This is an optimization exercise on Yosys and OpenROAD, whose aim is small area, not a production implementation. At most, simulation tests tie the RTL to the original design; equivalence was not proved. Not every run is shown, and edits may drop behaviour that the tests do not exercise. For run 2, only the layout was checked, not whether the RTL still works.

## design/flow/run.sh

```bash
#!/bin/bash
# synth_recipe.tcl (not shown) runs the flow's synth.tcl, then flattens the netlist and writes it again
# the make line also repeats each setting of config.mk as NAME=value (left out here)
make -C /OpenROAD-flow-scripts/flow DESIGN_CONFIG=/design/flow/config.mk WORK_HOME=/design/flow/orfs CLKGATE_MAP_FILE= SYNTH_SCRIPT=/design/flow/synth_recipe.tcl finish
```

## design/flow/config.mk

```make
export PLATFORM = sky130hd
export DESIGN_NAME = butterfly_unit
export DESIGN_NICKNAME = butterfly_unit
export VERILOG_FILES = /design/flow/design.v
export SDC_FILE = /design/flow/constraint.sdc
export NUM_CORES = 4
export LEC_CHECK = 0
export CAP_MARGIN = 20
export CORE_MARGIN = 2
export CORE_UTILIZATION = 40
export PLACE_DENSITY = 0.6
export SLEW_MARGIN = 20
```

## design/flow/constraint.sdc

```tcl
create_clock -name core_clock -period 20.0 [get_ports {clk}]
set_input_delay 4.0000 -clock core_clock [delete_from_list [all_inputs] [get_ports {clk}]]
set_output_delay 4.0000 -clock core_clock [all_outputs]
set_load 0.01 [all_outputs]
```

## design/flow/design.v

```verilog
module butterfly_unit #(
    parameter Q_IN    = 15,
    parameter Q_DATA = 15,
    parameter Q_OUT   = 15
)(
    input  wire clk,
    input  wire reset,
    input  wire valid_in,
    input  wire signed [Q_IN:0]    a_real, a_imag,
    input  wire signed [Q_IN:0]    b_real, b_imag,
    input  wire signed [Q_DATA:0] W_real, W_imag,
    output reg valid_out,
    output reg signed [Q_OUT:0]   y0_real, y0_imag,
    output reg signed [Q_OUT:0]   y1_real, y1_imag
);
    localparam IDLE = 2'b0;
    wire signed [Q_DATA+Q_IN+1:0] mult_real = b_real * W_real - b_imag * W_imag;
    wire signed [Q_DATA+Q_IN+1:0] mult_imag = b_real * W_imag + b_imag * W_real;
    wire signed [Q_OUT:0] bw_real = mult_real >>> (Q_DATA);
    wire signed [Q_OUT:0] bw_imag = mult_imag >>> (Q_DATA);
    always @(posedge clk or posedge reset) begin
        if (reset) begin
            y0_real <= 0;
            y0_imag <= 0;
            y1_real <= 0;
            y1_imag <= 0;
        end else if (valid_in) begin
            y0_real <= a_real + bw_real;
            y0_imag <= a_imag + bw_imag;
            y1_real <= a_real - bw_real;
            y1_imag <= a_imag - bw_imag;
            valid_out <= 1;
        end
        else begin
            valid_out <= 0;
        end
    end
endmodule
```

==> run_1/port_trees.png <==
Scale bar: 100 um.
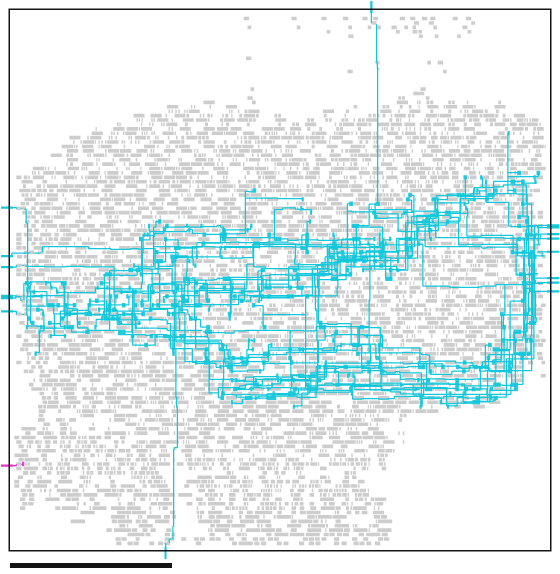
`reset` -> magenta  # bits 1, direction input, end cells 1, buffers 1, wire 4.80 um
`b_imag` -> cyan  # bits 16, direction input, end cells 511, buffers 31, wire 11500 um
IO Pins: 164
port bufs: 163

==> run_1/placed.png <==
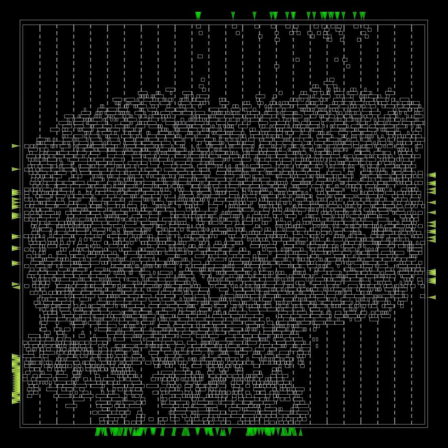
Fill cells: 10484
Layout Cells excl Fill: 6082
core area: 107000 um^2
FFs & Latches: 63

==> run_1/layers.png <==
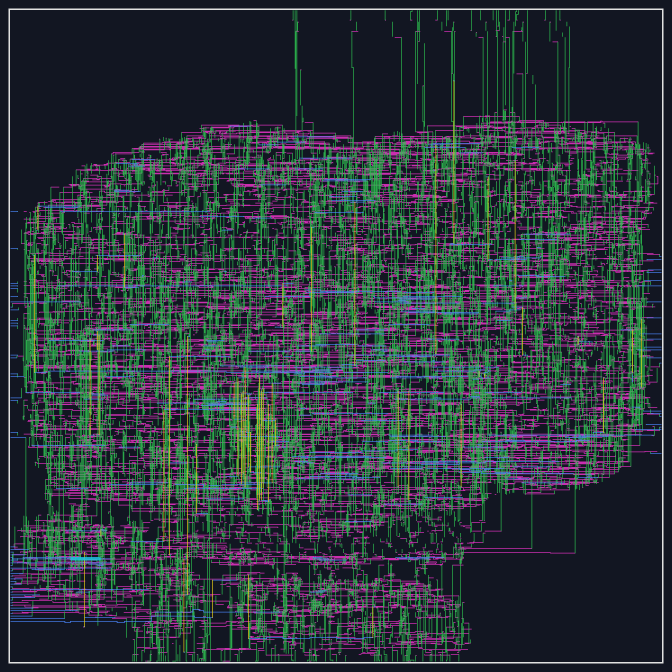
M3 -> blue  # wire length 5180 um
M5 -> cyan  # wire length 13.8 um
M2 -> green  # wire length 56.1 mm
M1 -> magenta  # wire length 48.1 mm
M4 -> yellow  # wire length 2060 um
final wirelength: 111000 um
GR Util All Layers: 21.0%

==> out/qor.yml, run 1 <==
worst_setup_path:
  cp_slowest_cell: "xnor2_1"
  end_kind: "flip-flop"
  max_stage_delay_ps: 670
  crit_type: "input pin to flip-flop"
  r2r_end: "y0_real[6]"
  cp.required_ps: 20180
  worstPathArrival_ps: 14090
  crit_top_cell: "fa_1"
  r2r_slack_ps: 19150
  cp-start-kind: "input pin"
  reg2reg_from: "y0_real[6]"
  r2r_cells: 2
  crit_fanout: 32
timing:
  rsz0062_at_grt: "no"
  final-max-slew-violation-count: 0
  clock-skew-final_ps: 0
  post-route-period-util_pct: 69.5
  setup_viol: 0
  worstMarginPinSlew_ps: 983
  period_minus_slack_ps: 13910
  fin_tns_setup_ps: 0
  max_freq_mhz: 71.9
  slew_headroom_pct: 34.4
  hold_viol: 0
cells_and_area:
  clkbuf_count: 12
  final_cell_mix: "inv_1 (1299), fa_1 (1123), and2_1 (540)"
  drive_above_1_share_pct: 2.70
  multi_input_cells: 3066
  inverters_excl_clock: 1301
  dominant_cells: "multi-input gates"
  final_area_um2: 46700
  buf_share_pct: 4.54
  seq_area_um2: 1580
  mostFrequentLayoutCell: "inv_1"
  multiInputGateArea_um2: 36000
  multi_input_area_share_pct: 77.1
  diodes: 4
  seq-cell-share_pct: 3.38
  clk_share_pct: 0.742
  buffers: 230
  area_delta_synth_final_pct: 7.90
  final_net_count: 6257
drt:
  wl_met2_um: 56100
  vias_per_cell: 4.87
  drt_iter0_markers: 1465
  top_layer_used: "met5"
  wl_per_cell_um: 18.3
  dr.pass1.iters: 5
  drc: 0
  wl_met1_um: 48100
  vias: 29608
  dr_wl_met3_um: 5180
  ant_nets: 0
global_routing:
  grtUsageMet3_pct: 2.22
  use_met1_pct: 28.9
  grt-ovfl-total: 0
  grt_pass1_wl_um: 182000
  gr-usage-met2_pct: 36.1
  grt_max_degree: 93
  antenna_found_initial: 2
  busiest_layer: "met2"
  grt_pass1_vias: 32209
hold_path:
  hold_depth: 1
  whs_endpoint: "y0_imag[1]"
  min_path_type: "flip-flop to flip-flop"
  worstHoldStart: "y0_imag[1]"
placed_design:
  gp_congestion: 0.863
  post_dp_cell_area_um2: 46400
  hpwl_um: 86800
floorplanning:
  die_h_um: 333
  n_tap_cell: 1403
  dieArea_um2: 111000
  rows: 120
  die_x_um: 333
  initial_core_util_pct: 40.4
cts:
  cts.sinks: 63
  cts_buffers: 9
  hold_buffers: 0
  clk_pin_slew_worst_paths_ps: 60
  post_cts_buffers: 0
  clk_path_buf_depth: 2
  cts_tree: "built"
  cts_resized: 0
  clkLatencyLatePin_ps: 330
  h-tree-depth: 3
  cts_root_buffer: "clkbuf_16"
yosys:
  synth.distinct_cells: 56
  synthFlopType: "dfrtp_1"
  ys_async_sr_fraction_pct: 98.4
  synth_edf_count: 1
  syn-cell-area_um2: 43300
  ys_ff_latch: 63
  ys_seq_area_share_pct: 3.65
  synth_warnings: 1
  syn_inst: 4643
  avgSynthCellArea_um2: 9.33
job:
  drv_cap: 0
status:
  status: "no timing/DRC/antenna violations"
==> run 1: sequential cells by signal (all words and copies together) (netlist names) <==
name	flops
valid_out	1
y0_imag	15
y0_real	15
y1_imag	16
y1_real	16
==> run 1: cells in the mapped netlist, drive strengths merged, types with 7 or more instances <==
library cell,number,share of area [%]
a21o,20,0.35
nor2,118,1.0
a31oi,11,0.16
and2,540,7.8
ha,364,11
nor2b,10,0.14
nor3,13,0.15
inv,1300,11
o21ai,36,0.42
xor2,33,0.67
nand2,445,3.9
o21bai,14,0.25
nand3,9,0.10
fa,1123,52
mux2,33,0.86
dfrtp,62,3.6
o21a,8,0.14
xnor2,116,2.4
or3,7,0.10
buf,11,0.12
nand2b,37,0.53
clkbuf,202,1.8
a211oi,10,0.18
a21oi,79,0.91
==> run 1: how the worst max path moves through the flow <==
stage,end,slack [ps],from,depth (start not counted)
floorplan,y1_imag[15],7610,b_imag[15],35
global placement,y0_real[15],5840,W_real[9],34
detailed placement,y0_real[15],5780,W_real[9],34
CTS,y0_real[15],6110,W_real[9],34
global route,y0_real[15],5650,W_real[9],34
finish,y0_real[15],6090,b_real[10],36
==> run 1: worst max-delay path: cells and delay by family <==
family,cells,cell delay [ps]
buffers and inverters,7,1180
adder cells (fa/ha/maj),10,4710
AND/OR/NAND/NOR,4,540
AO/OA/AOI/OAI,13,2790
XOR/XNOR,2,810
==> run 1: metrics by stage <==
stage,hold slack (ps),instances,utilization (%),setup slack (ps)
2_1_floorplan,551,4643,-,7610
3_3_place_gp,490,6063,43.3,5840
3_5_place_dp,496,6063,43.3,5780
4_1_cts,513,6078,43.6,6110
5_1_grt,524,6078,43.6,5650
6_report,510,6082,43.6,6090
==> run 1: cells by family after synthesis <==
logic type / synth area share (%)
DFF: 3.65
AOI/OAI and AO/OA: 2.98
adders and majority gates: 62.4
and+or+nand+nor: 13.9
buffers and inverters: 13.1
muxes: 0.858
xor gates and xnor gates: 3.03
==> run 2: too many edits to list; what changed since run 1 <==
design/flow/design.v: 38 -> 2214 lines; modules unchanged: 0
  butterfly_unit: edited, 38 -> 2210 lines
  bu_fa: new, 4 lines
==> module bu_fa as of run 2 <==
module bu_fa (input wire a, input wire b, input wire ci, output wire s, output wire co);
  assign s = a ^ b ^ ci;
  assign co = (a & b) | (a & ci) | (b & ci);
endmodule
--- a/design/flow/config.mk
+++ b/design/flow/config.mk
@@ -11,2 +11,3 @@
 export PLACE_DENSITY = 0.6
 export SLEW_MARGIN = 20
+export SYNTH_HIERARCHICAL = 1
==> out/qor.yml, run 2 <==
yosys:
  synth_area_leaders: "fa_1 (44%), a22oi_1 (12%), xor2_1 (8.9%), dfrtp_1 (6.8%), xnor2_1 (6.7%)"  # was fa_1 (52%), inv_1 (11%), ha_1 (11%), and2_1 (7.8%), nand2_1 (3.9%)
  syn_inst: 2139  # was 4643
  ys_ff_latch: 63  # unchanged
  yosys.area.top_type_share_pct: 44.4  # was 51.9%
  synthFlopType: "dfrtp_1"  # unchanged
  synth_edf_count: 0  # was 1
  syn-cell-area_um2: 22700  # was 43300 um^2
  yosysMostFrequentCell: "fa_1"  # was inv_1
  ys_seq_area_share_pct: 6.91  # was 3.65%
  avgSynthCellArea_um2: 10.6  # was 9.33 um^2
  synth_warnings: 7  # was 1
  synth_common_cells: "fa_1 (504), a22oi_1 (350), xor2_1 (232), inv_1 (201), xnor2_1 (175)"  # was inv_1 (1300), fa_1 (1123), and2_1 (540), nand2_1 (445), ha_1 (364)
  yosysTopAreaCell: "fa_1"  # unchanged
  synth.distinct_cells: 52  # was 56
  ys_async_sr_fraction_pct: 98.4  # unchanged
cts:
  cts_buffers: 9  # unchanged
  clk_path_buf_depth: 2  # unchanged
  cts_resized: 0  # unchanged
  cts.sinks: 63  # unchanged
  cts_root_buffer: "clkbuf_16"  # unchanged
  clk_pin_slew_worst_paths_ps: 60  # about the same
  h-tree-depth: 3  # unchanged
  post_cts_buffers: 0  # unchanged
  hold_buffers: 0  # unchanged
  clkLatencyLatePin_ps: 320  # was 330 ps
  cts_tree: "built"  # unchanged
cells_and_area:
  reg.largest.list: "y0_imag: 16 flops, y1_real: 16 flops"  # was y1_imag: 16 flops, y1_real: 16 flops
  area_delta_synth_final_pct: 13.5  # was 7.90%
  final_util_pct: 45.8  # was 43.6%
  final_cell_mix: "fa_1 (504), a22oi_1 (350), xor2_1 (232)"  # was inv_1 (1299), fa_1 (1123), and2_1 (540)
  final_net_count: 2920  # was 6257
  mostFrequentLayoutCell: "fa_1"  # was inv_1
  drive_above_1_share_pct: 8.42  # was 2.70%
floorplanning:
  die_h_um: 242  # was 333 um
  core_area_um2: 56300  # was 107000 um^2
  pin_count: 164  # unchanged
  initial_core_util_pct: 40.4  # about the same
  dieArea_um2: 58700  # was 111000 um^2
  die_x_um: 242  # was 333 um
timing:
  setup_viol: 0  # unchanged
  fin_hold_ws_ps: 505  # was 510 ps
  period_minus_slack_ps: 19310  # was 13910 ps
  rsz0062_at_grt: "no"  # unchanged
  fin_tns_setup_ps: 0  # unchanged
  worst_slack_ps: 691  # was 6090 ps
  max_freq_mhz: 51.8  # was 71.9 MHz
  hold_viol: 0  # unchanged
  final-max-slew-violation-count: 0  # unchanged
  clock-skew-final_ps: 0  # unchanged
  slew_headroom_pct: 26.1  # was 34.4%
  worstMarginPinSlew_ps: 1110  # was 983 ps
  post-route-period-util_pct: 96.5  # was 69.5%
hold_path:
  min_path_type: "flip-flop to flip-flop"  # unchanged
global_routing:
  antenna_found_initial: 1  # was 2
  grt_max_degree: 74  # was 93
  grt_pass1_vias: 18474  # was 32209
  grt-ovfl-total: 0  # unchanged
  grt_pass1_wl_um: 106000  # was 182000 um
  grtUsageTotal_pct: 23.0  # was 21.0%
worst_setup_path:
  crit_fanout: 2  # was 32
  crit_top_cell: "fa_1"  # unchanged
  worstPathArrival_ps: 19480  # was 14090 ps
  cp-start-kind: "input pin"  # unchanged
  crit_type: "input pin to flip-flop"  # unchanged
  max_stage_delay_ps: 540  # was 670 ps
  end_kind: "flip-flop"  # unchanged
  cp_slowest_cell: "fa_1"  # was xnor2_1
  cp.required_ps: 20170  # was 20180 ps
drt:
  finalWirelength_um: 64900  # was 111000 um
  wl_per_cell_um: 21.5  # was 18.3 um
  vias_per_cell: 5.56  # was 4.87
  drt_iter0_markers: 1367  # was 1465
  dr.pass1.iters: 5  # unchanged
  ant_nets: 0  # unchanged
  vias: 16765  # was 29608
  drc: 0  # unchanged
job:
  drv_cap: 0  # unchanged
placed_design:
  port_buffers: 163  # unchanged
  place_ws_ps: 231  # was 5780 ps
  hpwl_um: 57000  # was 86800 um
  gp_congestion: 0.906  # was 0.863
status:
  status: "no timing/DRC/antenna violations"  # unchanged
## run 2: layer usage
metal	track usage [%]	share of wire, %
met2	38.8	49
met1	30.2	41
met4	7.46	3.9
met3	3.38	5.6
met5	0	0.015
## run 2: worst paths after layout
path	start	to	slack, ps	depth (start not counted)
max	b_real[0]	y1_real[15]	690	43
min	y1_real[3]	y1_real[3]	500	1
max reg2reg	y0_imag[2]	y0_imag[2]	19190	1
min reg2reg	y1_real[3]	y1_real[3]	500	1
max in group asynchronous	reset	y1_real[2]	15250	3
min in group asynchronous	reset	y1_imag[2]	4240	3
## run 2: cells by family after synthesis
group	synth area share (%)
XOR/XNOR	16.2
adder cells (fa/ha/maj)	48.3
flip-flops	6.91
AND/OR/NAND/NOR	3.34
buffers and inverters	6.47
AO/OA/AOI/OAI	15.5
multiplexers	3.25
other	0.0165
## run 2: layout make-up
cell class	instances	area (um^2)
Sequential cell	63	1570
Timing Repair Buffer	259	2350
Clock inverter	7	128
Antenna cell	2	5.00
Tap cell	756	946
Multi-Input combinational cell	1714	19800
Fill cell	5405	30500
Clock buffer	9	225
Inverter	205	769
## run 2: through the flow
step / cells / cell area (um^2)
after global routing: 3013 / 25800
final: 3015 / 25800
after floorplan: 2159 / 22800
after CTS: 3012 / 25800
after global placement: 2996 / 25400
after detailed placement: 2996 / 25400
## run 2: worst max-delay path, delay by kind of cell
family | cells | cell delay [ps]
buf+inv | 3 | 600
compound gates | 2 | 240
xor+xnor | 3 | 590
fa+ha+maj | 35 | 14040
## run 2: Yosys stat by module (local to each module, per instance)
module	flip-flops and latches	cell area, um^2	cells inside
butterfly_unit	63	12600	1635
bu_fa	0	20.0	1
==> run_2/closeup.png <==
Scale bar: 5 um. Region (111, 160) to (131, 180) um. Cells in gray, sequential cells in the stronger gray; small squares are vias.
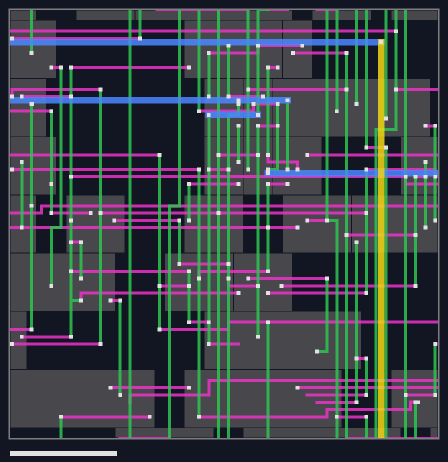
M1 -> magenta
M3 -> blue
M4 -> yellow
M2 -> green
sequential cells in the window = 0
most frequent = fa_1 (6), a22oi_1 (4)
cells with their middle in the window = 22

==> run_2/placed.png <==
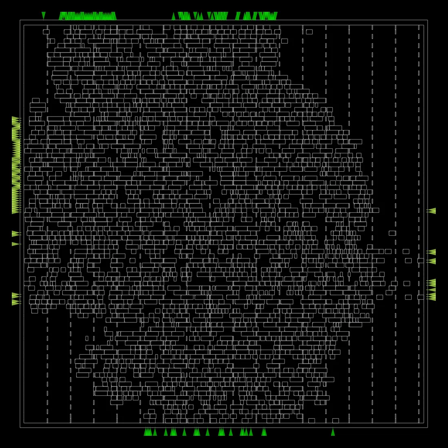
row cnt: 87
Fill cells: 5405
sequential share of cell area: 6.09%
# Taps: 756
Layout Cells excl Fill: 3015

[re-timing with driven ports]
Ports are ideal in the flow. The routed layouts listed here were re-timed in OpenROAD. Step 1 assumes that a clkbuf_16 drives the clock port and a buf_2 every other input. Step 2 adds t to the input delays and takes it off the output delays; t is the mean of the earliest and latest rising clock arrival at the registers after step 1. Input paths then give back, and output paths get back, about the clock's delay inside the block. a / b / c = ideal / step 1 / step 2; a / b = the first two.
run	shift t [ns]	setup slack, ns	worst register clock-pin slew, ns	worst data-port slew with drivers (ns)	cell pins on the clock port's net
run 1	0.382	6.090 / 6.111 / 5.729	0.06 / 0.06	0.08	1
run 2	0.365	0.691 / 0.707 / 0.342	0.06 / 0.06	0.07	1
After both steps setup and hold are still met in every run listed. For run 1, which loses most, drivers alone change the setup slack by +0.021 ns; drivers and shift together by -0.361 ns.
